Source: an optimization exercise on an open RTL-to-GDS flow (aim: small area). Production flows keep margins and buffers that such runs may drop.
Where RTL was checked, it was by simulation tests only, not by an equivalence proof against the original.
Some runs may be left out. An edit can pass the tests and still lose a function that they never use.
No functional check of the RTL was part of run 3.

## flow/design.v in outline (module list and top-level ports)
// module LT24Top: 1761 lines
module LT24Top (
    input              clock,
    input              globalReset,
    output             resetApp,
    output             LT24_WRn,
    output             LT24_RDn,
    output             LT24_CSn,
    output             LT24_RS,
    output             LT24_RESETn,
    output [     15:0] LT24_D,
    output             LT24_LCD_ON
);
  // ...
==> flow/flow/run.sh <==
#!/bin/bash
# Layout flow: the standard synthesis, then an area-oriented re-mapping of
# its combinational logic (every register kept as the
# standard synthesis made it, same instance names and cell types), then the
# standard layout from floorplan to finish on that netlist.
set -e
set -o pipefail
HERE=$(pwd)
RES=$HERE/orfs/results/$FLOW_PLATFORM/LT24Top/base
LIB=$FLOW_HOME/platforms/$FLOW_PLATFORM/lib/sky130_fd_sc_hd__tt_025C_1v80.lib

YOSYS=""
for c in "${YOSYS_EXE:-}" "$FLOW_HOME/../tools/install/yosys/bin/yosys" "$(command -v yosys || true)"; do
    if [ -n "$c" ] && [ -x "$c" ]; then YOSYS=$c; break; fi
done
[ -n "$YOSYS" ] || { echo "no yosys found"; exit 1; }

# 1. standard synthesis
bash standard.sh synth > "$HERE/1_standard_synth.log" 2>&1
cp "$RES/1_2_yosys.v" "$HERE/1_2_yosys_standard.v"

# 2. re-map the combinational logic for area
cat > "$HERE/reopt.abc" <<'EOS'
strash; &get -n; &deepsyn -T 60; &put; dch -f; amap; topo; dnsize -c
EOS
cat > "$HERE/reopt.ys" <<EOS
read_liberty -ignore_miss_func $LIB
read_verilog $HERE/1_2_yosys_standard.v
blackbox sky130_fd_sc_hd__df* sky130_fd_sc_hd__ed* sky130_fd_sc_hd__sdf* sky130_fd_sc_hd__dl* sky130_fd_sc_hd__conb_*
hierarchy -top $FLOW_TOP
flatten
opt_clean
stat -liberty $LIB
abc -script $HERE/reopt.abc -liberty $LIB -dont_use sky130_fd_sc_hd__probe_p_8 -dont_use sky130_fd_sc_hd__probec_p_8 -dont_use sky130_fd_sc_hd__lpflow_*
opt_clean -purge
hierarchy -top $FLOW_TOP
stat -liberty $LIB
write_verilog -noattr -nohex -nodec $HERE/1_2_yosys_reopt.v
EOS
"$YOSYS" -s "$HERE/reopt.ys" > "$HERE/2_reopt_yosys.log" 2>&1

# registers must be unchanged
grep -E "sky130_fd_sc_hd__(df|edf|sdf|dlx|dlr|dlclkp|sdlclkp)" "$HERE/1_2_yosys_standard.v" | awk '{print $1, $2}' | sort > "$HERE/regs_standard.txt"
grep -E "sky130_fd_sc_hd__(df|edf|sdf|dlx|dlr|dlclkp|sdlclkp)" "$HERE/1_2_yosys_reopt.v" | awk '{print $1, $2}' | sort > "$HERE/regs_reopt.txt"
cmp "$HERE/regs_standard.txt" "$HERE/regs_reopt.txt"

cp "$HERE/1_2_yosys_reopt.v" "$RES/1_2_yosys.v"
rm -f "$RES/1_synth.odb" "$RES/1_synth.sdc"

# 3. standard layout from the re-mapped netlist
bash standard.sh finish > "$HERE/3_standard_finish.log" 2>&1
==> flow/standard.sh <==
#!/bin/bash
# synth_recipe.tcl (not shown) runs the flow's synth.tcl, then flattens the netlist and writes it again
# the make line also repeats each setting of config.mk as NAME=value (left out here)
make -C /OpenROAD-flow-scripts/flow DESIGN_CONFIG=/design/flow/config.mk WORK_HOME=/design/flow/orfs CLKGATE_MAP_FILE= SYNTH_SCRIPT=/design/flow/synth_recipe.tcl "${@:-finish}"
==> flow/config.mk <==
export PLATFORM = sky130hd
export DESIGN_NAME = LT24Top
export DESIGN_NICKNAME = LT24Top
export VERILOG_FILES = /design/flow/design.v
export SDC_FILE = /design/flow/constraint.sdc
export NUM_CORES = 4
export LEC_CHECK = 0
export CAP_MARGIN = 20
export CORE_MARGIN = 2
export CORE_UTILIZATION = 55
export CTS_BUF_LIST = sky130_fd_sc_hd__clkbuf_16
export CTS_CLUSTER_DIAMETER = 100
export CTS_CLUSTER_SIZE = 24
export PLACE_DENSITY = 0.7
export SLEW_MARGIN = 20
==> flow/constraint.sdc <==
create_clock -name core_clock -period 20.0 [get_ports {clock}]
set_input_delay 4.0000 -clock core_clock [delete_from_list [all_inputs] [get_ports {clock}]]
set_output_delay 4.0000 -clock core_clock [all_outputs]
set_load 0.01 [all_outputs]
Run 1, sequential cells grouped by signal name:
The bar under the picture is 50 um long. Other sequential cells in the stronger gray, the rest of the logic in the fainter gray.
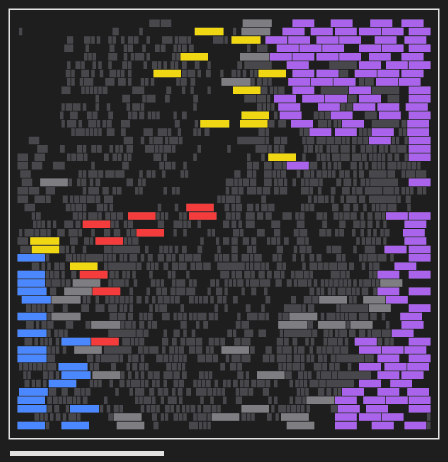
[lc] blue | sequential cells: 19 | where: south-west
[yAddr] red | sequential cells: 9 | where: west
[ring] purple | sequential cells: 120
[q] yellow | sequential cells: 13
not colored: 29
Core Util, Final: 0.625
sequential cell area share: 0.372
register area: 4160 um2

Run 1, drive-strength map:
The bar under the picture is 50 um long.
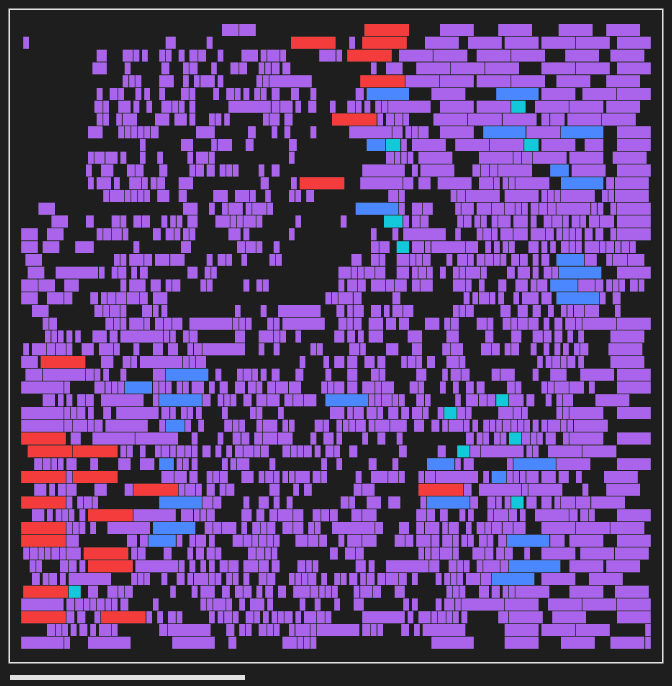
[drive 2] red | cells: 24 | share: 1.7% | most used: dfstp_2
[drive 6 and up] blue | cells: 28 | share: 1.9% | most used: clkbuf_16
[drive 3 to 4] cyan | cells: 11 | share: 0.76% | most used: buf_4
[drive 1 or less] purple | cells: 1375 | share: 96% | most used: nor2_1

Run 1, the clock tree on the layout:
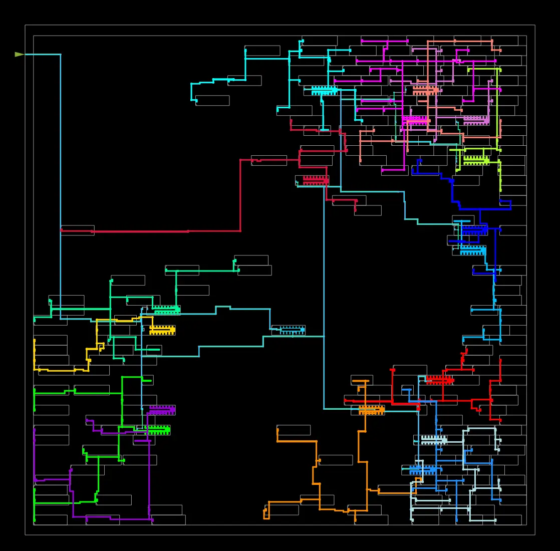
root cell of the clock tree: clkbuf_16
H-tree depth: 4
# clock sinks: 190
cts bufs inserted: 17
FFs & Latches: 190

Run 1, the clock network:
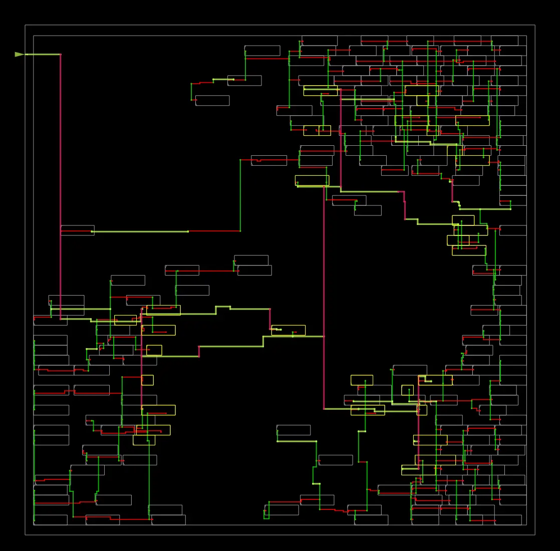
worst skew pair latency: 450 ps
clock buffers: 17
skew final: 13.5 ps

==> reports/qor.yml, run 1 <==
largest_reg_flops: 120
end_kind: "output port"
overflow: 0
viasPerCell: 6.69
grt_setup_unrepaired: "false"
postRouteAntennaNets: 0
dr.pass1.iters: 8
cts_tree: "yes"
drt_wl_total_um: 35900
hold_slack_ps: 323
initial_utilization: 0.559
wire_per_inst_um: 21.5
grt_pass1_vias: 10600
nNetsFinal: 1427
final_layout_size_suffix_gt1_frac: 0.0438
netlist_area_um2: 10000
crit_top_cell: "o21ai_0"
cp_top_family: "buffers and inverters"
area_growth_pct: 11.8
hold_path.class: "reg -> reg"
yosys_warnings: 1
coreArea_um2: 17900
rr_worst_depth: 24
fin_crit_sh: 0.423
dr_total_vias: 11100
layout_common_cells: "nor2_1, clkinv_1, dfxtp_1, o21ai_0, nand2_1"
timing.slew.headroom: 0.216
pin_count: 25
critPathMaxStageDelay_ps: 620
drv_slew: 0
cts_buffer_depth: 2
crit_chain: "clkinv_1, nand2_1, nor2_1, clkinv_1, nor3_1, a311oi_1, o21ai_0, or3_1, o21ai_0, a2111oi_0, o21ai_0, clkdlybuf4s50_1"
post_cts_buffers: 0
cts_hold_buffers: 0
die_area_um2: 19300
cp_num_cells: 12
rrSetupSlack_ps: 12620
start_kind: "flop"
multiInputGateArea_um2: 5180
grt_use_total: 0.369
cp_data_required_time_ps: 16000
n_antenna_cell: 0
syn_inst: 1377
critPathKind: "reg -> out"
critPathArrivalTime_ps: 4460
die_width_um: 139
final_common_cell: "nor2_1"
cp_slowest_cell: "dfstp_2"
dp_hpwl_um: 26200
setup_violations: 0
rows: 49
drc: 0
tightest_slew_ps: 1170
nFillCells: 1565
cts_resized: 0
first_iter_violations: 1940
min_period_ps: 8460
syn_avg_cell_area_um2: 7.27
status: "finished clean"
tns_ps: 0
grt_max_degree: 48
max-cap-violations: 0
antenna_found_initial: 0
cp_max_fo: 17
max_freq_ghz: 0.118
hold_depth: 0
finalHoldViolCount: 0
fp.dieH_um: 139
crit_buf_inv: 3
clkSlewWorstSetupHoldPaths_ps: 80
io_buffers: 21
grt_first_pass_wirelength_um: 56800
gp_congestion: 1.08
-- run 1: metal layers --
layer | wire length, um | vias up | track usage
li1 | - | 5041 | -
met1 | 13800 | 5000 | 0.475
met2 | 15500 | 880 | 0.570
met3 | 4320 | 225 | 0.0981
met4 | 2320 | 0 | 0.200
met5 | 0 | - | 0
-- run 1: area by class of cell --
cell class / instances / area share
inverters: 181 / 0.0607
well taps: 229 / 0.0256
clock inverters: 15 / 0.0176
repair buffers: 27 / 0.0228
clock buffers: 17 / 0.0380
multi-input cells: 1008 / 0.463
flip-flops and latches: 190 / 0.372
-- run 1: worst register-to-register path: stages (launching register included) --
cell       delay [ps]
dfxtp_1           510
clkinv_1          260
nor2_1            330
o2111ai_1         200
nor2_1            270
clkinv_1          330
nor2_1            290
clkinv_1          130
o21ai_0           640
clkinv_1          300
o221ai_1          290
clkinv_1          410
o22ai_1           560
o31ai_1           180
o21a_1            200
or4_1             410
nor3_1            120
o311ai_0          140
nor2_1            110
nor2b_1           320
o211ai_1          280
clkinv_1          140
o22ai_1           130
a222oi_1          490
o221ai_1          200
-- run 1: through the flow --
stage	worst slack, ps	cells	utilization	cell area (um2)
after floorplan	12560	1379	-	10000
after global placement	11990	1635	0.590	10600
after detailed placement	12190	1635	0.590	10600
after CTS	11710	1667	0.625	11200
after global routing	11370	1667	0.625	11200
final	11540	1667	0.625	11200
==> run 1 -> run 2 <==
--- a/flow/flow/run.sh
+++ b/flow/flow/run.sh
@@ -21,7 +21,7 @@
 
 # 2. re-map the combinational logic for area
 cat > "$HERE/reopt.abc" <<'EOS'
-strash; &get -n; &deepsyn -T 60; &put; dch -f; amap; topo; dnsize -c
+strash; &get -n; &deepsyn -T 150; &put; dch -f; amap; topo; dnsize -c
 EOS
 cat > "$HERE/reopt.ys" <<EOS
 read_liberty -ignore_miss_func $LIB
--- a/flow/config.mk
+++ b/flow/config.mk
@@ -7,9 +7,9 @@
 export LEC_CHECK = 0
 export CAP_MARGIN = 20
 export CORE_MARGIN = 2
-export CORE_UTILIZATION = 55
+export CORE_UTILIZATION = 40
 export CTS_BUF_LIST = sky130_fd_sc_hd__clkbuf_16
 export CTS_CLUSTER_DIAMETER = 100
 export CTS_CLUSTER_SIZE = 24
-export PLACE_DENSITY = 0.7
+export PLACE_DENSITY = 0.6
 export SLEW_MARGIN = 20
Run 2, drive-strength map:
The bar under the picture is 50 um long.
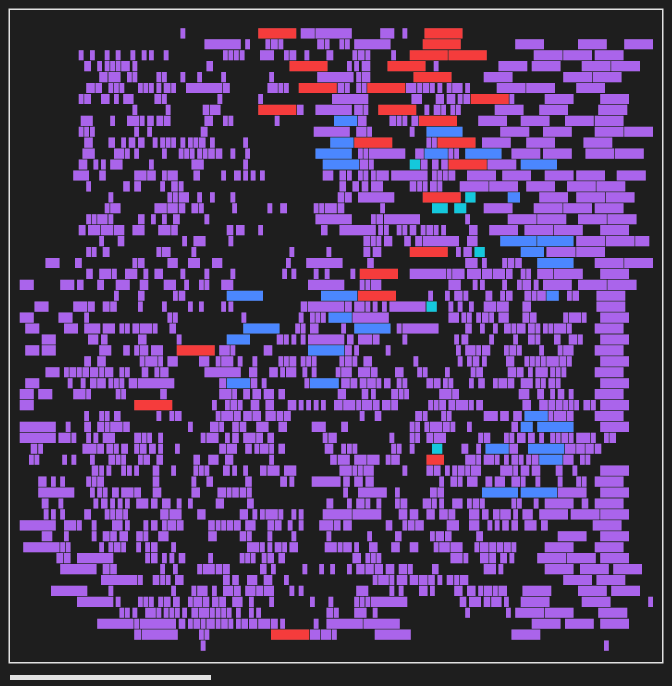
[drive 6 and up] blue | cells: 31 | share: 2.2% | most used: clkbuf_16
[drive 3 to 4] cyan | cells: 7 | share: 0.49% | most used: buf_4
[drive 1 or less] purple | cells: 1374 | share: 96% | most used: nor2_1
[drive 2] red | cells: 25 | share: 1.7% | most used: dfstp_2
fin worst setup slack: 11240 ps
area grow syn2layout: 13.1%
fin area: 11300 um2
bufs w/o clock: 26

Run 2, I/O pins on the die edge:
The bar under the picture is 50 um long. Pins as bars across the die edge, other pins in gray.
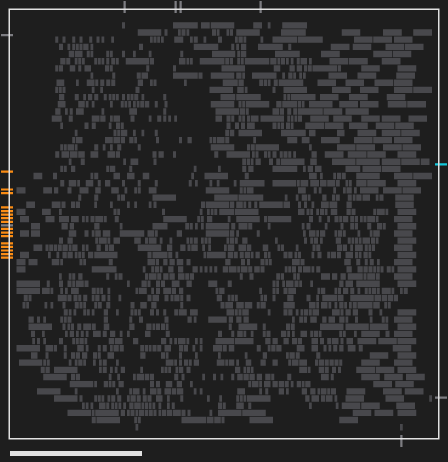
[resetApp] cyan | pins: 1 | direction: output | edge: east
[LT24_D] orange | pins: 16 | direction: output | edge: west
all pins by edge: 18 west, 4 north, 2 east, 1 south

==> run 2 against run 1 <==
Synthesized cell count did not move. Via count fell by 3.8%. Design area rose by 1.2%. Maximum frequency fell by 3.4%. Hold slack got worse by 5.0 ps. Area after synthesis did not move. Critical path depth did not move. Clock skew rose by 8.0 ps.
==> reports/qor.yml, run 2 <==
h-tree-depth: 4
tightest_slew_ps: 972
grt_use_total: 0.281
largest_reg_flops: 120
gp_congestion: 1.01
grt_setup_unrepaired: "false"
max_freq_ghz: 0.114
hold_slack_ps: 318
fp.dieH_um: 162
drt_wl_total_um: 36500
clkSlewWorstSetupHoldPaths_ps: 90
timing.slew.headroom: 0.349
rrSetupSlack_ps: 12490
cts_root_buffer: "clkbuf_16"
dp_hpwl_um: 27300
post_cts_buffers: 0
cp_slowest_cell: "dfstp_2"
pin_count: 25
setup_violations: 0
rr_worst_depth: 26
cts_buffers: 17
end_kind: "output port"
hold_path.class: "reg -> reg"
crit_top_cell: "o21ai_0"
grt_first_pass_wirelength_um: 57400
crit_chain: "clkinv_1, nand2_1, nor2_1, clkinv_1, nor3_1, a311oi_1, o21ai_0, or3_1, o21ai_0, a2111oi_0, o21ai_0, clkdlybuf4s50_1"
coreArea_um2: 24500
initial_utilization: 0.409
layout_common_cells: "nor2_1, clkinv_1, dfxtp_1, o21ai_0, nand2_1"
grt_max_degree: 48
overflow: 0
dr.pass1.iters: 7
critPathMaxStageDelay_ps: 670
critPathArrivalTime_ps: 4760
rows: 57
finalHoldViolCount: 0
wire_per_inst_um: 20.7
cts_tree: "yes"
antenna_found_initial: 0
cp_data_required_time_ps: 16000
grt_pass1_vias: 10300
finalClockSkew_ps: 21.5
cts_hold_buffers: 0
start_kind: "flop"
nNetsFinal: 1426
io_buffers: 21
drv_slew: 0
cp_max_fo: 17
tns_ps: 0
max-cap-violations: 0
cts_buffer_depth: 2
critPathKind: "reg -> out"
clkLatencyLatePin_ps: 450
syn_inst: 1377
drc: 0
postRouteAntennaNets: 0
clkSinkCount: 190
min_period_ps: 8760
fin_crit_sh: 0.438
netlist_area_um2: 10000
die_width_um: 162
yosys_warnings: 1
fin_util: 0.463
die_area_um2: 26300
viasPerCell: 6.09
final_layout_size_suffix_gt1_frac: 0.0438
dr_total_vias: 10700
cts_resized: 0
n_antenna_cell: 0
final_common_cell: "nor2_1"
status: "finished clean"
first_iter_violations: 1306
run 2: cell count changes in the layout (fill, tap and decap cells not counted), moves of 2 or more:
| cell | change |
|---|---|
| inv_12 | +7 |
| inv_8 | -3 |
| clkinv_4 | -2 |
| clkinv_8 | -2 |
run 2: area by class of cell:
class,instances,area [um2]
Timing Repair Buffer,26,248
Clock buffer,17,425
Tap cell,324,405
Multi-Input combinational cell,1008,5190
Sequential cell,190,4160
Fill cell,2510,13100
Clock inverter,15,218
Inverter,181,679
run 2: worst max-delay path: cells and delay by family, from the launching register on:
family / cells / cell delay [ps]
buffers and inverters: 3 / 1280
DFF: 1 / 670
AOI/OAI and AO/OA: 5 / 1180
and+or+nand+nor: 4 / 1180
run 2: metal layers:
metal / up-vias / part of all wire / global-route usage / wire length, um
met1: 4956 / 0.44 / 0.383 / 16000
met3: 121 / 0.080 / 0.0488 / 2930
met5: - / 0 / 0 / 0
met2: 617 / 0.44 / 0.434 / 16000
li1: 5026 / - / - / -
met4: 0 / 0.044 / 0.131 / 1620
run 2: metrics by stage:
stage | cells | area (um2) | worst slack, ps
floorplan | 1379 | 10000 | 12560
global placement | 1729 | 10700 | 11690
detailed placement | 1729 | 10700 | 11920
CTS | 1761 | 11300 | 11420
global route | 1761 | 11300 | 11320
finish | 1761 | 11300 | 11240
==> run 3: too many edits to list; what changed since run 2 <==
flow/design.v: 1761 -> 1893 lines; modules unchanged: 0
  LT24Display: new, 268 lines
  LT24DisplayInterface: new, 70 lines
  ResetSynchroniser: new, 15 lines
  LT24InitialData: new, 122 lines
  LT24Top: edited, 1761 -> 1418 lines
==> module LT24DisplayInterface as of run 3 <==
module LT24DisplayInterface #(
    parameter CLOCK_FREQ = 64'd50000000
)(
    input              clock,
    input              reset,
    input              regSelect,  
    input      [ 15:0] data,
    input              write,      
    output             ready,      
    output             LT24_WRn,
    output             LT24_RDn,
    output             LT24_CSn,
    output             LT24_RS,
    output             LT24_RESETn,
    output     [ 15:0] LT24_D
);
localparam RESETTIME = 64'd120;  
localparam RESETCOUNT = (RESETTIME * CLOCK_FREQ) / 64'd1000;
localparam RESETBITS = 
   (RESETCOUNT+1 <= 2) ? 1 : 
   (RESETCOUNT+1 <= 4) ? 2 : 
   (RESETCOUNT+1 <= 8) ? 3 : 
   (RESETCOUNT+1 <= 16) ? 4 : 
   (RESETCOUNT+1 <= 32) ? 5 : 
   (RESETCOUNT+1 <= 64) ? 6 : 
   (RESETCOUNT+1 <= 128) ? 7 : 
   (RESETCOUNT+1 <= 256) ? 8 : 
   (RESETCOUNT+1 <= 512) ? 9 : 
   (RESETCOUNT+1 <= 1024) ? 10 : 
   (RESETCOUNT+1 <= 2048) ? 11 : 
   (RESETCOUNT+1 <= 4096) ? 12 : 
   (RESETCOUNT+1 <= 8192) ? 13 : 
   (RESETCOUNT+1 <= 16384) ? 14 : 
   (RESETCOUNT+1 <= 32768) ? 15 : 
   (RESETCOUNT+1 <= 65536) ? 16 : 
   (RESETCOUNT+1 <= 131072) ? 17 : 
   (RESETCOUNT+1 <= 262144) ? 18 : 
   (RESETCOUNT+1 <= 524288) ? 19 : 
   (RESETCOUNT+1 <= 1048576) ? 20 : 
   (RESETCOUNT+1 <= 2097152) ? 21 : 
   (RESETCOUNT+1 <= 4194304) ? 22 : 
   (RESETCOUNT+1 <= 8388608) ? 23 : 
   (RESETCOUNT+1 <= 16777216) ? 24 : 
   -1;  
localparam ZERO = 0;
localparam ONE = 1;
reg [RESETBITS-1:0] counter;
always @ (posedge clock or posedge reset) begin
    if (reset) begin
        counter <= ZERO[RESETBITS-1:0];                  
    end else if (counter < RESETCOUNT) begin  
        counter <= counter + ONE[RESETBITS-1:0];         
    end
end
reg writeDly;
always @ (posedge clock or posedge reset) begin
    if (reset) begin
        writeDly <= 1'b0;
    end else begin
        writeDly <= write && !writeDly;
    end
end
assign ready = !(counter < RESETCOUNT) && !(write && !writeDly);
assign LT24_CSn     = 1'b0;
assign LT24_RDn     = 1'b1;
assign LT24_D       = data;
assign LT24_RS      = regSelect;
assign LT24_WRn     = writeDly;
assign LT24_RESETn  = !reset;
endmodule
==> module LT24Display as of run 3 <==
module LT24Display #(
    parameter CLOCK_FREQ = 50000000,
    parameter WIDTH = 240,
    parameter HEIGHT = 320,
    parameter XBITS = 
   (WIDTH <= 2) ? 1 : 
   (WIDTH <= 4) ? 2 : 
   (WIDTH <= 8) ? 3 : 
   (WIDTH <= 16) ? 4 : 
   (WIDTH <= 32) ? 5 : 
   (WIDTH <= 64) ? 6 : 
   (WIDTH <= 128) ? 7 : 
   (WIDTH <= 256) ? 8 : 
   (WIDTH <= 512) ? 9 : 
   (WIDTH <= 1024) ? 10 : 
   (WIDTH <= 2048) ? 11 : 
   (WIDTH <= 4096) ? 12 : 
   (WIDTH <= 8192) ? 13 : 
   (WIDTH <= 16384) ? 14 : 
   (WIDTH <= 32768) ? 15 : 
   (WIDTH <= 65536) ? 16 : 
   (WIDTH <= 131072) ? 17 : 
   (WIDTH <= 262144) ? 18 : 
   (WIDTH <= 524288) ? 19 : 
   (WIDTH <= 1048576) ? 20 : 
   (WIDTH <= 2097152) ? 21 : 
   (WIDTH <= 4194304) ? 22 : 
   (WIDTH <= 8388608) ? 23 : 
   (WIDTH <= 16777216) ? 24 : 
   -1,
    parameter YBITS = 
   (HEIGHT <= 2) ? 1 : 
   (HEIGHT <= 4) ? 2 : 
   (HEIGHT <= 8) ? 3 : 
   (HEIGHT <= 16) ? 4 : 
   (HEIGHT <= 32) ? 5 : 
   (HEIGHT <= 64) ? 6 : 
   (HEIGHT <= 128) ? 7 : 
   (HEIGHT <= 256) ? 8 : 
   (HEIGHT <= 512) ? 9 : 
   (HEIGHT <= 1024) ? 10 : 
   (HEIGHT <= 2048) ? 11 : 
   (HEIGHT <= 4096) ? 12 : 
   (HEIGHT <= 8192) ? 13 : 
   (HEIGHT <= 16384) ? 14 : 
   (HEIGHT <= 32768) ? 15 : 
   (HEIGHT <= 65536) ? 16 : 
   (HEIGHT <= 131072) ? 17 : 
   (HEIGHT <= 262144) ? 18 : 
   (HEIGHT <= 524288) ? 19 : 
   (HEIGHT <= 1048576) ? 20 : 
   (HEIGHT <= 2097152) ? 21 : 
   (HEIGHT <= 4194304) ? 22 : 
   (HEIGHT <= 8388608) ? 23 : 
   (HEIGHT <= 16777216) ? 24 : 
   -1
)(
    input              clock,
    input              globalReset,
    output             resetApp,
    input  [XBITS-1:0] xAddr,
    input  [YBITS-1:0] yAddr,
    input  [     15:0] pixelData,
    input              pixelWrite,
    output reg         pixelReady,
    input              pixelRawMode,
    input  [      7:0] cmdData,
    input              cmdWrite,
    input              cmdDone,
    output reg         cmdReady,
    output             LT24_WRn,
    output             LT24_RDn,
    output             LT24_CSn,
    output             LT24_RS,
    output             LT24_RESETn,
    output [     15:0] LT24_D,
    output             LT24_LCD_ON
);
assign LT24_LCD_ON = 1'b1;  
wire reset;  
ResetSynchroniser resetGen (
    .clock   (clock      ),  
    .resetIn (globalReset),  
    .resetOut(reset      )   
);
reg  [6:0] initDataRomAddr;
wire [6:0] initRomMaxAddr;
wire [8:0] initData;
LT24InitialData #(
    .WIDTH(WIDTH),
    .HEIGHT(HEIGHT)
) initDataRom (
    .clock   (clock          ),
    .addr    (initDataRomAddr),
    .initData(initData       ),
    .maxAddr (initRomMaxAddr )
);
reg        displayInitialised;
wire       displayReady;
reg        displayRegSelect;
reg [15:0] displayData;
reg        displayWrite;
reg [15:0] xAddrTemp;  
reg [15:0] yAddrTemp;  
reg [15:0] pixelDataTemp;
reg [3:0] stateMachine;
localparam INIT_STATE   = 4'b0000;  
localparam LOAD_STATE   = 4'b0001;  
localparam IDLE_STATE   = 4'b1111;  
localparam CASET_STATE  = 4'b1110;  
localparam XHADDR_STATE = 4'b1101;  
localparam XLADDR_STATE = 4'b1100;  
localparam PASET_STATE  = 4'b1011;  
localparam YHADDR_STATE = 4'b1010;  
localparam YLADDR_STATE = 4'b1001;  
localparam WRITE_STATE  = 4'b1000;  
localparam CMD_STATE    = 4'b0111;  
always @ (posedge clock or posedge reset) begin
    if (reset) begin
        displayRegSelect                <= 1'b1;
        displayData                     <= 16'b0;
        displayWrite                    <= 1'b0;
        displayInitialised              <= 1'b0;
        cmdReady                        <= 1'b0;                         
        pixelReady                      <= 1'b0;                         
        stateMachine                    <= INIT_STATE;                   
    end else begin
        case (stateMachine)
            INIT_STATE: begin  
                displayInitialised      <= 1'b0;                         
                initDataRomAddr         <= 7'b0;                         
                stateMachine            <= LOAD_STATE;                   
            end
            LOAD_STATE: begin  
                if (displayReady) begin  
                    displayData         <= {8'b0,initData[7:0]};         
                    displayRegSelect    <= initData[8];                  
                    displayWrite        <= 1'b1;                         
                    if (initDataRomAddr < initRomMaxAddr) begin
                        initDataRomAddr <= initDataRomAddr + 7'b1;       
                    end else begin
                        stateMachine    <= IDLE_STATE;                   
                    end
                end
            end
            IDLE_STATE: begin
                displayInitialised      <= 1'b1;                         
                if (displayReady && cmdWrite) begin
                    cmdReady            <= 1'b1;                         
                    pixelReady          <= 1'b0;                         
                    displayData         <= {8'b0,cmdData};               
                    displayWrite        <= 1'b1;                         
                    displayRegSelect    <= 1'b0;                         
                    stateMachine        <= CMD_STATE;                    
                end else if (displayReady && pixelWrite) begin
                    cmdReady            <= 1'b0;                         
                    pixelReady          <= 1'b1;                         
                    xAddrTemp           <= {{(16-XBITS){1'b0}},xAddr};   
                    yAddrTemp           <= {{(16-YBITS){1'b0}},yAddr};   
                    pixelDataTemp       <= pixelData;                    
                    if (pixelRawMode) begin
                        displayRegSelect<= 1'b1;                         
                        displayData     <= pixelData;                    
                    end else begin
                        displayRegSelect<= 1'b0;                         
                        displayData     <= 16'h2A;                       
                        stateMachine    <= CASET_STATE;                  
                    end
                    displayWrite        <= 1'b1;                         
                end else begin
                    cmdReady            <= 1'b0;                         
                    pixelReady          <= 1'b0;                         
                    displayWrite        <= 1'b0;                         
                end
            end
            CMD_STATE: begin
                cmdReady                <= displayReady;                 
                if (displayReady && cmdWrite) begin
                    displayData         <= {8'b0,cmdData};               
                    displayWrite        <= 1'b1;                         
                    if (cmdDone) begin
                        stateMachine    <= IDLE_STATE;
                    end
                end else begin
                    displayWrite        <= 1'b0;                         
                end
            end
            CASET_STATE: begin  
                pixelReady              <= 1'b0;                         
                if (displayReady) begin
                    displayRegSelect    <= 1'b1;                         
                    displayData         <= {8'b0,xAddrTemp[15:8]};       
                    displayWrite        <= 1'b1;                         
                    stateMachine        <= XHADDR_STATE;                 
                end
            end
            XHADDR_STATE: begin  
                if (displayReady) begin
                    displayRegSelect    <= 1'b1;                         
                    displayData         <= {8'b0,xAddrTemp[7:0]};        
                    displayWrite        <= 1'b1;                         
                    stateMachine        <= XLADDR_STATE;                 
                end
            end
            XLADDR_STATE: begin  
                if (displayReady) begin
                    stateMachine        <= PASET_STATE;                  
                    displayRegSelect    <= 1'b0;                         
                    displayData         <= 16'h2B;                       
                    displayWrite        <= 1'b1;                         
                end
            end
            PASET_STATE: begin  
                if (displayReady) begin
                    stateMachine        <= YHADDR_STATE;                 
                    displayRegSelect    <= 1'b1;                         
                    displayData         <= {8'b0,yAddrTemp[15:8]};       
                    displayWrite        <= 1'b1;                         
                end
            end
            YHADDR_STATE: begin  
                if (displayReady) begin
                    stateMachine        <= YLADDR_STATE;                 
                    displayRegSelect    <= 1'b1;                         
                    displayData         <= {8'b0,yAddrTemp[7:0]};        
                    displayWrite        <= 1'b1;                         
                end
            end
            YLADDR_STATE: begin  
                if (displayReady) begin
                    stateMachine        <= WRITE_STATE;                  
                    displayRegSelect    <= 1'b0;                         
                    displayData         <= 16'h2C;                       
                    displayWrite        <= 1'b1;                         
                end
            end
            WRITE_STATE: begin  
                if (displayReady) begin
                    stateMachine        <= IDLE_STATE;                   
                    displayRegSelect    <= 1'b1;                         
                    displayData         <= pixelDataTemp;                
                    displayWrite        <= 1'b1;                         
                end
            end
            default: begin
                stateMachine            <= INIT_STATE;                   
            end
        endcase        
    end
end
assign resetApp = reset || !displayInitialised;
LT24DisplayInterface #(
    .CLOCK_FREQ(CLOCK_FREQ)
) LT24Iface (
    .clock      (clock           ),  
    .reset      (reset           ),  
    .regSelect  (displayRegSelect),
    .data       (displayData     ),
    .write      (displayWrite    ),
    .ready      (displayReady    ),
    .LT24_WRn   (LT24_WRn        ),
    .LT24_RDn   (LT24_RDn        ),
    .LT24_CSn   (LT24_CSn        ),
    .LT24_RS    (LT24_RS         ),
    .LT24_RESETn(LT24_RESETn     ),
    .LT24_D     (LT24_D          )
);
endmodule
==> module LT24InitialData as of run 3 <==
module LT24InitialData #(
    parameter WIDTH = 240,
    parameter HEIGHT = 320
)(
    input            clock,
    input      [6:0] addr,
    output reg [8:0] initData,
    output     [6:0] maxAddr
);
localparam MAX_X_PIXEL = WIDTH - 1;
localparam MAX_Y_PIXEL = HEIGHT - 1;
localparam ROM_LENGTH = 102;
assign maxAddr = ROM_LENGTH[6:0];  
always @ (posedge clock) begin
    case (addr)
        7'd000: initData <= {1'b0,8'hEF};
        7'd001: initData <= {1'b1,8'h03};
        7'd002: initData <= {1'b1,8'h80};
        7'd003: initData <= {1'b1,8'h02};
        7'd004: initData <= {1'b0,8'hCF};
        7'd005: initData <= {1'b1,8'h00};
        7'd006: initData <= {1'b1,8'h81};
        7'd007: initData <= {1'b1,8'hc0};
        7'd008: initData <= {1'b0,8'hED};
        7'd009: initData <= {1'b1,8'h64};
        7'd010: initData <= {1'b1,8'h03};
        7'd011: initData <= {1'b1,8'h12};
        7'd012: initData <= {1'b1,8'h81};
        7'd013: initData <= {1'b0,8'hE8};
        7'd014: initData <= {1'b1,8'h85};
        7'd015: initData <= {1'b1,8'h01};
        7'd016: initData <= {1'b1,8'h78};
        7'd017: initData <= {1'b0,8'hCB};
        7'd018: initData <= {1'b1,8'h39};
        7'd019: initData <= {1'b1,8'h2C};
        7'd020: initData <= {1'b1,8'h00};
        7'd021: initData <= {1'b1,8'h34};
        7'd022: initData <= {1'b1,8'h02};
        7'd023: initData <= {1'b0,8'hF7};
        7'd024: initData <= {1'b1,8'h20};
        7'd025: initData <= {1'b0,8'hEA};
        7'd026: initData <= {1'b1,8'h00};
        7'd027: initData <= {1'b1,8'h00};
        7'd028: initData <= {1'b0,8'hC0};
        7'd029: initData <= {1'b1,8'h23};
        7'd030: initData <= {1'b0,8'hC1};
        7'd031: initData <= {1'b1,8'h10};
        7'd032: initData <= {1'b0,8'hC5};
        7'd033: initData <= {1'b1,8'h3E};
        7'd034: initData <= {1'b1,8'h28};
        7'd035: initData <= {1'b0,8'hC7};
        7'd036: initData <= {1'b1,8'h86};
        7'd037: initData <= {1'b0,8'h36};
        7'd038: initData <= {1'b1,8'h48};
        7'd039: initData <= {1'b0,8'h3A};
        7'd040: initData <= {1'b1,8'h55};
        7'd041: initData <= {1'b0,8'hB1};
        7'd042: initData <= {1'b1,8'h00};
        7'd043: initData <= {1'b1,8'h1b};
        7'd044: initData <= {1'b0,8'hB6};
        7'd045: initData <= {1'b1,8'h08};
        7'd046: initData <= {1'b1,8'h82};
        7'd047: initData <= {1'b1,8'h27};
        7'd048: initData <= {1'b0,8'hF2};
        7'd049: initData <= {1'b1,8'h00};
        7'd050: initData <= {1'b0,8'h26};
        7'd051: initData <= {1'b1,8'h01};
        7'd052: initData <= {1'b0,8'hE0};
        7'd053: initData <= {1'b1,8'h0F};
        7'd054: initData <= {1'b1,8'h31};
        7'd055: initData <= {1'b1,8'h2B};
        7'd056: initData <= {1'b1,8'h0C};
        7'd057: initData <= {1'b1,8'h0E};
        7'd058: initData <= {1'b1,8'h08};
        7'd059: initData <= {1'b1,8'h4E};
        7'd060: initData <= {1'b1,8'hF1};
        7'd061: initData <= {1'b1,8'h37};
        7'd062: initData <= {1'b1,8'h07};
        7'd063: initData <= {1'b1,8'h10};
        7'd064: initData <= {1'b1,8'h03};
        7'd065: initData <= {1'b1,8'h0E};
        7'd066: initData <= {1'b1,8'h09};
        7'd067: initData <= {1'b1,8'h00};
        7'd068: initData <= {1'b0,8'hE1};
        7'd069: initData <= {1'b1,8'h00};
        7'd070: initData <= {1'b1,8'h0E};
        7'd071: initData <= {1'b1,8'h14};
        7'd072: initData <= {1'b1,8'h03};
        7'd073: initData <= {1'b1,8'h11};
        7'd074: initData <= {1'b1,8'h07};
        7'd075: initData <= {1'b1,8'h31};
        7'd076: initData <= {1'b1,8'hC1};
        7'd077: initData <= {1'b1,8'h48};
        7'd078: initData <= {1'b1,8'h08};
        7'd079: initData <= {1'b1,8'h0F};
        7'd080: initData <= {1'b1,8'h0C};
        7'd081: initData <= {1'b1,8'h31};
        7'd082: initData <= {1'b1,8'h36};
        7'd083: initData <= {1'b1,8'h0f};
        7'd084: initData <= {1'b0,8'hB1};
        7'd085: initData <= {1'b1,8'h00};
        7'd086: initData <= {1'b1,8'h01};
        7'd087: initData <= {1'b0,8'hf6};
        7'd088: initData <= {1'b1,8'h01};
        7'd089: initData <= {1'b1,8'h10};
        7'd090: initData <= {1'b1,8'h00};
        7'd091: initData <= {1'b0,8'h11};
        7'd092: initData <= {1'b0,8'h2A};
        7'd093: initData <= {1'b1,8'b0};
        7'd094: initData <= {1'b1,8'b0};
        7'd095: initData <= {1'b1,MAX_X_PIXEL[15:8]};
        7'd096: initData <= {1'b1,MAX_X_PIXEL[ 7:0]};
        7'd097: initData <= {1'b0,8'h2B};
        7'd098: initData <= {1'b1,8'b0};
        7'd099: initData <= {1'b1,8'b0};
        7'd100: initData <= {1'b1,MAX_Y_PIXEL[15:8]};
        7'd101: initData <= {1'b1,MAX_Y_PIXEL[ 7:0]};
        7'd102: initData <= {1'b0,8'h29};
        default: initData <= {1'b0,8'b0};  
    endcase
end
endmodule
==> module ResetSynchroniser as of run 3 <==
module ResetSynchroniser (
    input clock,
    input resetIn,
    output resetOut
);
reg [3:0] resetSync;
always @ (posedge clock or posedge resetIn) begin
    if (resetIn) begin
        resetSync <= 4'hF;  
    end else begin
        resetSync <= {resetSync[2:0],1'b0};  
    end
end
assign resetOut = resetSync[3];
endmodule
==> flow/run.sh (new file) <==
#!/bin/bash
# synth_recipe.tcl (not shown) runs the flow's synth.tcl, then flattens the netlist and writes it again
# the make line also repeats each setting of config.mk as NAME=value (left out here)
make -C /OpenROAD-flow-scripts/flow DESIGN_CONFIG=/design/flow/config.mk WORK_HOME=/design/flow/orfs CLKGATE_MAP_FILE= SYNTH_SCRIPT=/design/flow/synth_recipe.tcl finish
--- a/flow/config.mk
+++ b/flow/config.mk
@@ -9,7 +9,4 @@
 export CORE_MARGIN = 2
 export CORE_UTILIZATION = 40
-export CTS_BUF_LIST = sky130_fd_sc_hd__clkbuf_16
-export CTS_CLUSTER_DIAMETER = 100
-export CTS_CLUSTER_SIZE = 24
 export PLACE_DENSITY = 0.6
 export SLEW_MARGIN = 20
removed: flow/flow/run.sh
removed: flow/standard.sh
Run 3, the clock network:
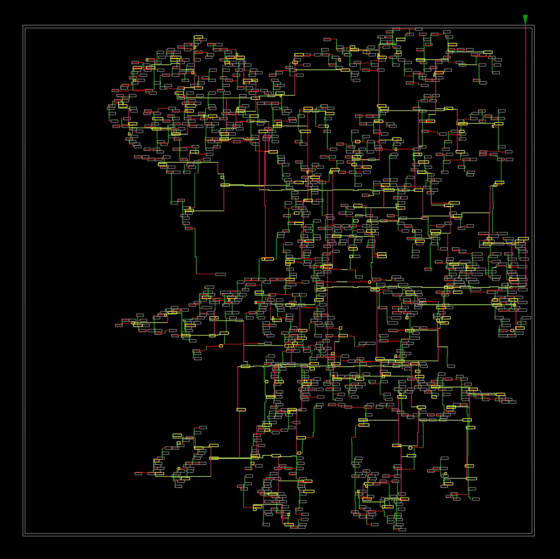
clock buffers: 189
FFs & Latches: 1159
skew final: 63.3 ps
worst skew pair latency: 840 ps

==> run 3 against run 2 <==
Design area rose to 11 times the previous value. Synthesized cell count increased to 9.7 times the previous value. Setup slack improved by 650 ps. Global-route usage decreased by 7.2 points. First-iteration DRC count grew to 4.9 times the previous value. Critical endpoint is now bresenhamsLeft_Z2_TLL[17]$_DFF_P_. Flip-flop and latch count rose by 969. Utilization down 2.9 points. Routed wire length increased to 8.5 times the previous value. Highest routed layer is now met5. Register-to-register slack lost 590 ps. Via count rose to 8.5 times the previous value. Area after synthesis rose to 12 times the previous value.
==> reports/qor.yml, run 3 <==
status: "finished clean"
cp_data_required_time_ps: 20720
die_area_um2: 296000
max_freq_ghz: 0.123
critPathMaxStageDelay_ps: 690
min_period_ps: 8100
pin_count: 25
cp_max_fo: 55
finalHoldViolCount: 0
dr_total_vias: 91000
cts_hold_buffers: 0
rrSetupSlack_ps: 11900
grt_most_used_layer: "met2"
crit_top_cell: "inv_1"
critPathArrivalTime_ps: 8820
grt_first_pass_wirelength_um: 495000
end_kind: "flop"
io_buffers: 21
dr.pass1.iters: 6
grt_pass1_vias: 89200
hold_depth: 0
tightest_slew_ps: 1200
dp_hpwl_um: 237000
critPathKind: "reg -> reg"
hold_path.class: "reg -> reg"
grt_use_total: 0.209
overflow: 0
final_layout_size_suffix_gt1_frac: 0.0385
start_kind: "flop"
cp_slowest_cell: "clkinv_1"
setup_violations: 0
max-cap-violations: 0
antenna_found_initial: 10
nNetsFinal: 15800
syn_avg_cell_area_um2: 8.76
grt_max_degree: 97
met1_usage: 0.294
timing.slew.headroom: 0.180
rows: 198
nFillCells: 28700
final_common_cell: "inv_1"
netlist_area_um2: 117000
yosys_warnings: 5
cts_resized: 0
h-tree-depth: 4
wire_per_inst_um: 18.0
grt_setup_unrepaired: "false"
post_cts_buffers: 0
syn_inst: 13300
coreArea_um2: 291000
groute.layer.met2.usage: 0.339
drc: 0
cts_root_buffer: "clkbuf_16"
layout_common_cells: "inv_1, ha_1, nor2_1, fa_1, dfxtp_1"
drt_wl_total_um: 310000
Run 3, the clock tree on the layout:
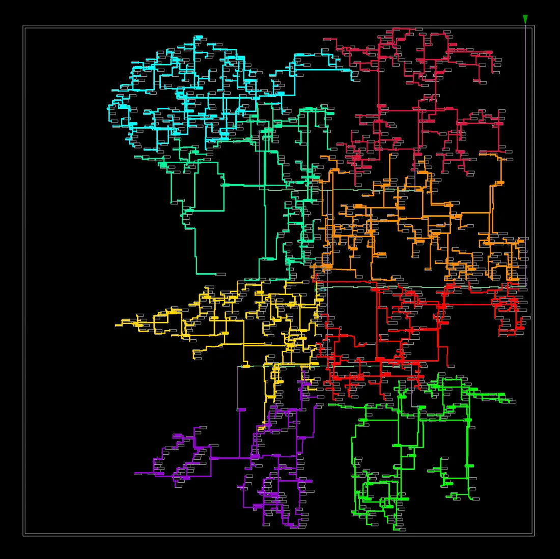
cts bufs inserted: 147
# clock sinks: 1159

## run 3: cells by family after synthesis
group           count (synthesis)  share of synthesized area
compound gates               2149                      0.117
xor+xnor                     1097                     0.0823
fa+ha+maj                    2600                      0.354
buf+inv                      2127                     0.0688
flops                        1159                      0.204
mux                            43                    0.00399
other cells                     2                  0.0000643
simple gates                 4149                      0.170
## run 3: cell type report
cell class                      count  area, um2  share of cell area
Antenna cell                        6       15.0            0.000119
Clock buffer                      189       4190              0.0332
Clock inverter                     60        726             0.00575
Inverter                         1736       6520              0.0517
Multi-Input combinational cell  10000      85000               0.674
Sequential cell                  1159      23900               0.189
Tap cell                         3900       4880              0.0387
Timing Repair Buffer              123        976             0.00773
## run 3: stage by stage
stage,setup slack (ps),utilization,hold WS [ps],std cells,area (um2)
after global routing,11310,0.434,360,17200,126000
after global placement,12110,0.417,345,17000,121000
after CTS,11910,0.434,357,17200,126000
after detailed placement,12020,0.417,347,17000,121000
after floorplan,12800,-,345,13300,117000
final,11900,0.434,355,17200,126000
## run 3: per-layer routing
layer / vias to the layer above / wire length, um
li1: 44500 / -
met1: 44100 / 146000
met2: 1934 / 141000
met3: 406 / 15400
met4: 2 / 7890
met5: - / 11
## run 3: critical path: cells and delay by family (launching register included)
family                     cells  cell delay [ps]
DFF                            1              340
and+or+nand+nor                3              530
xor gates and xnor gates       2              370
adders and majority gates      8             3220
buffers and inverters          9             2250
AOI/OAI and AO/OA              6             1270

[static timing again, ports no longer ideal]
No port has a modelled driver above. Below, the same layouts with a new extraction and two added sets of constraints. Step 1, drivers: a clkbuf_16 drives clock and a buf_2 each remaining input, both assumed. Step 2, shift: input delay + t, output delay - t, t = (earliest + latest rising clock arrival at the registers) / 2. This alone moves slack from input paths to output paths. Three values: no drivers, after step 1, after step 2; two values: the first two.
run | shift t [ns] | setup WS [ns] | slew at the worst register clock pin (ns)
run 1 | 0.494 | 11.544 / 11.494 / 11.988 | 0.08 / 0.08
run 2 | 0.483 | 11.243 / 11.196 / 11.679 | 0.09 / 0.09
run 3 | 0.920 | 11.896 / 11.896 / 11.896 | 0.07 / 0.07
After both steps setup and hold are still met in every run listed.
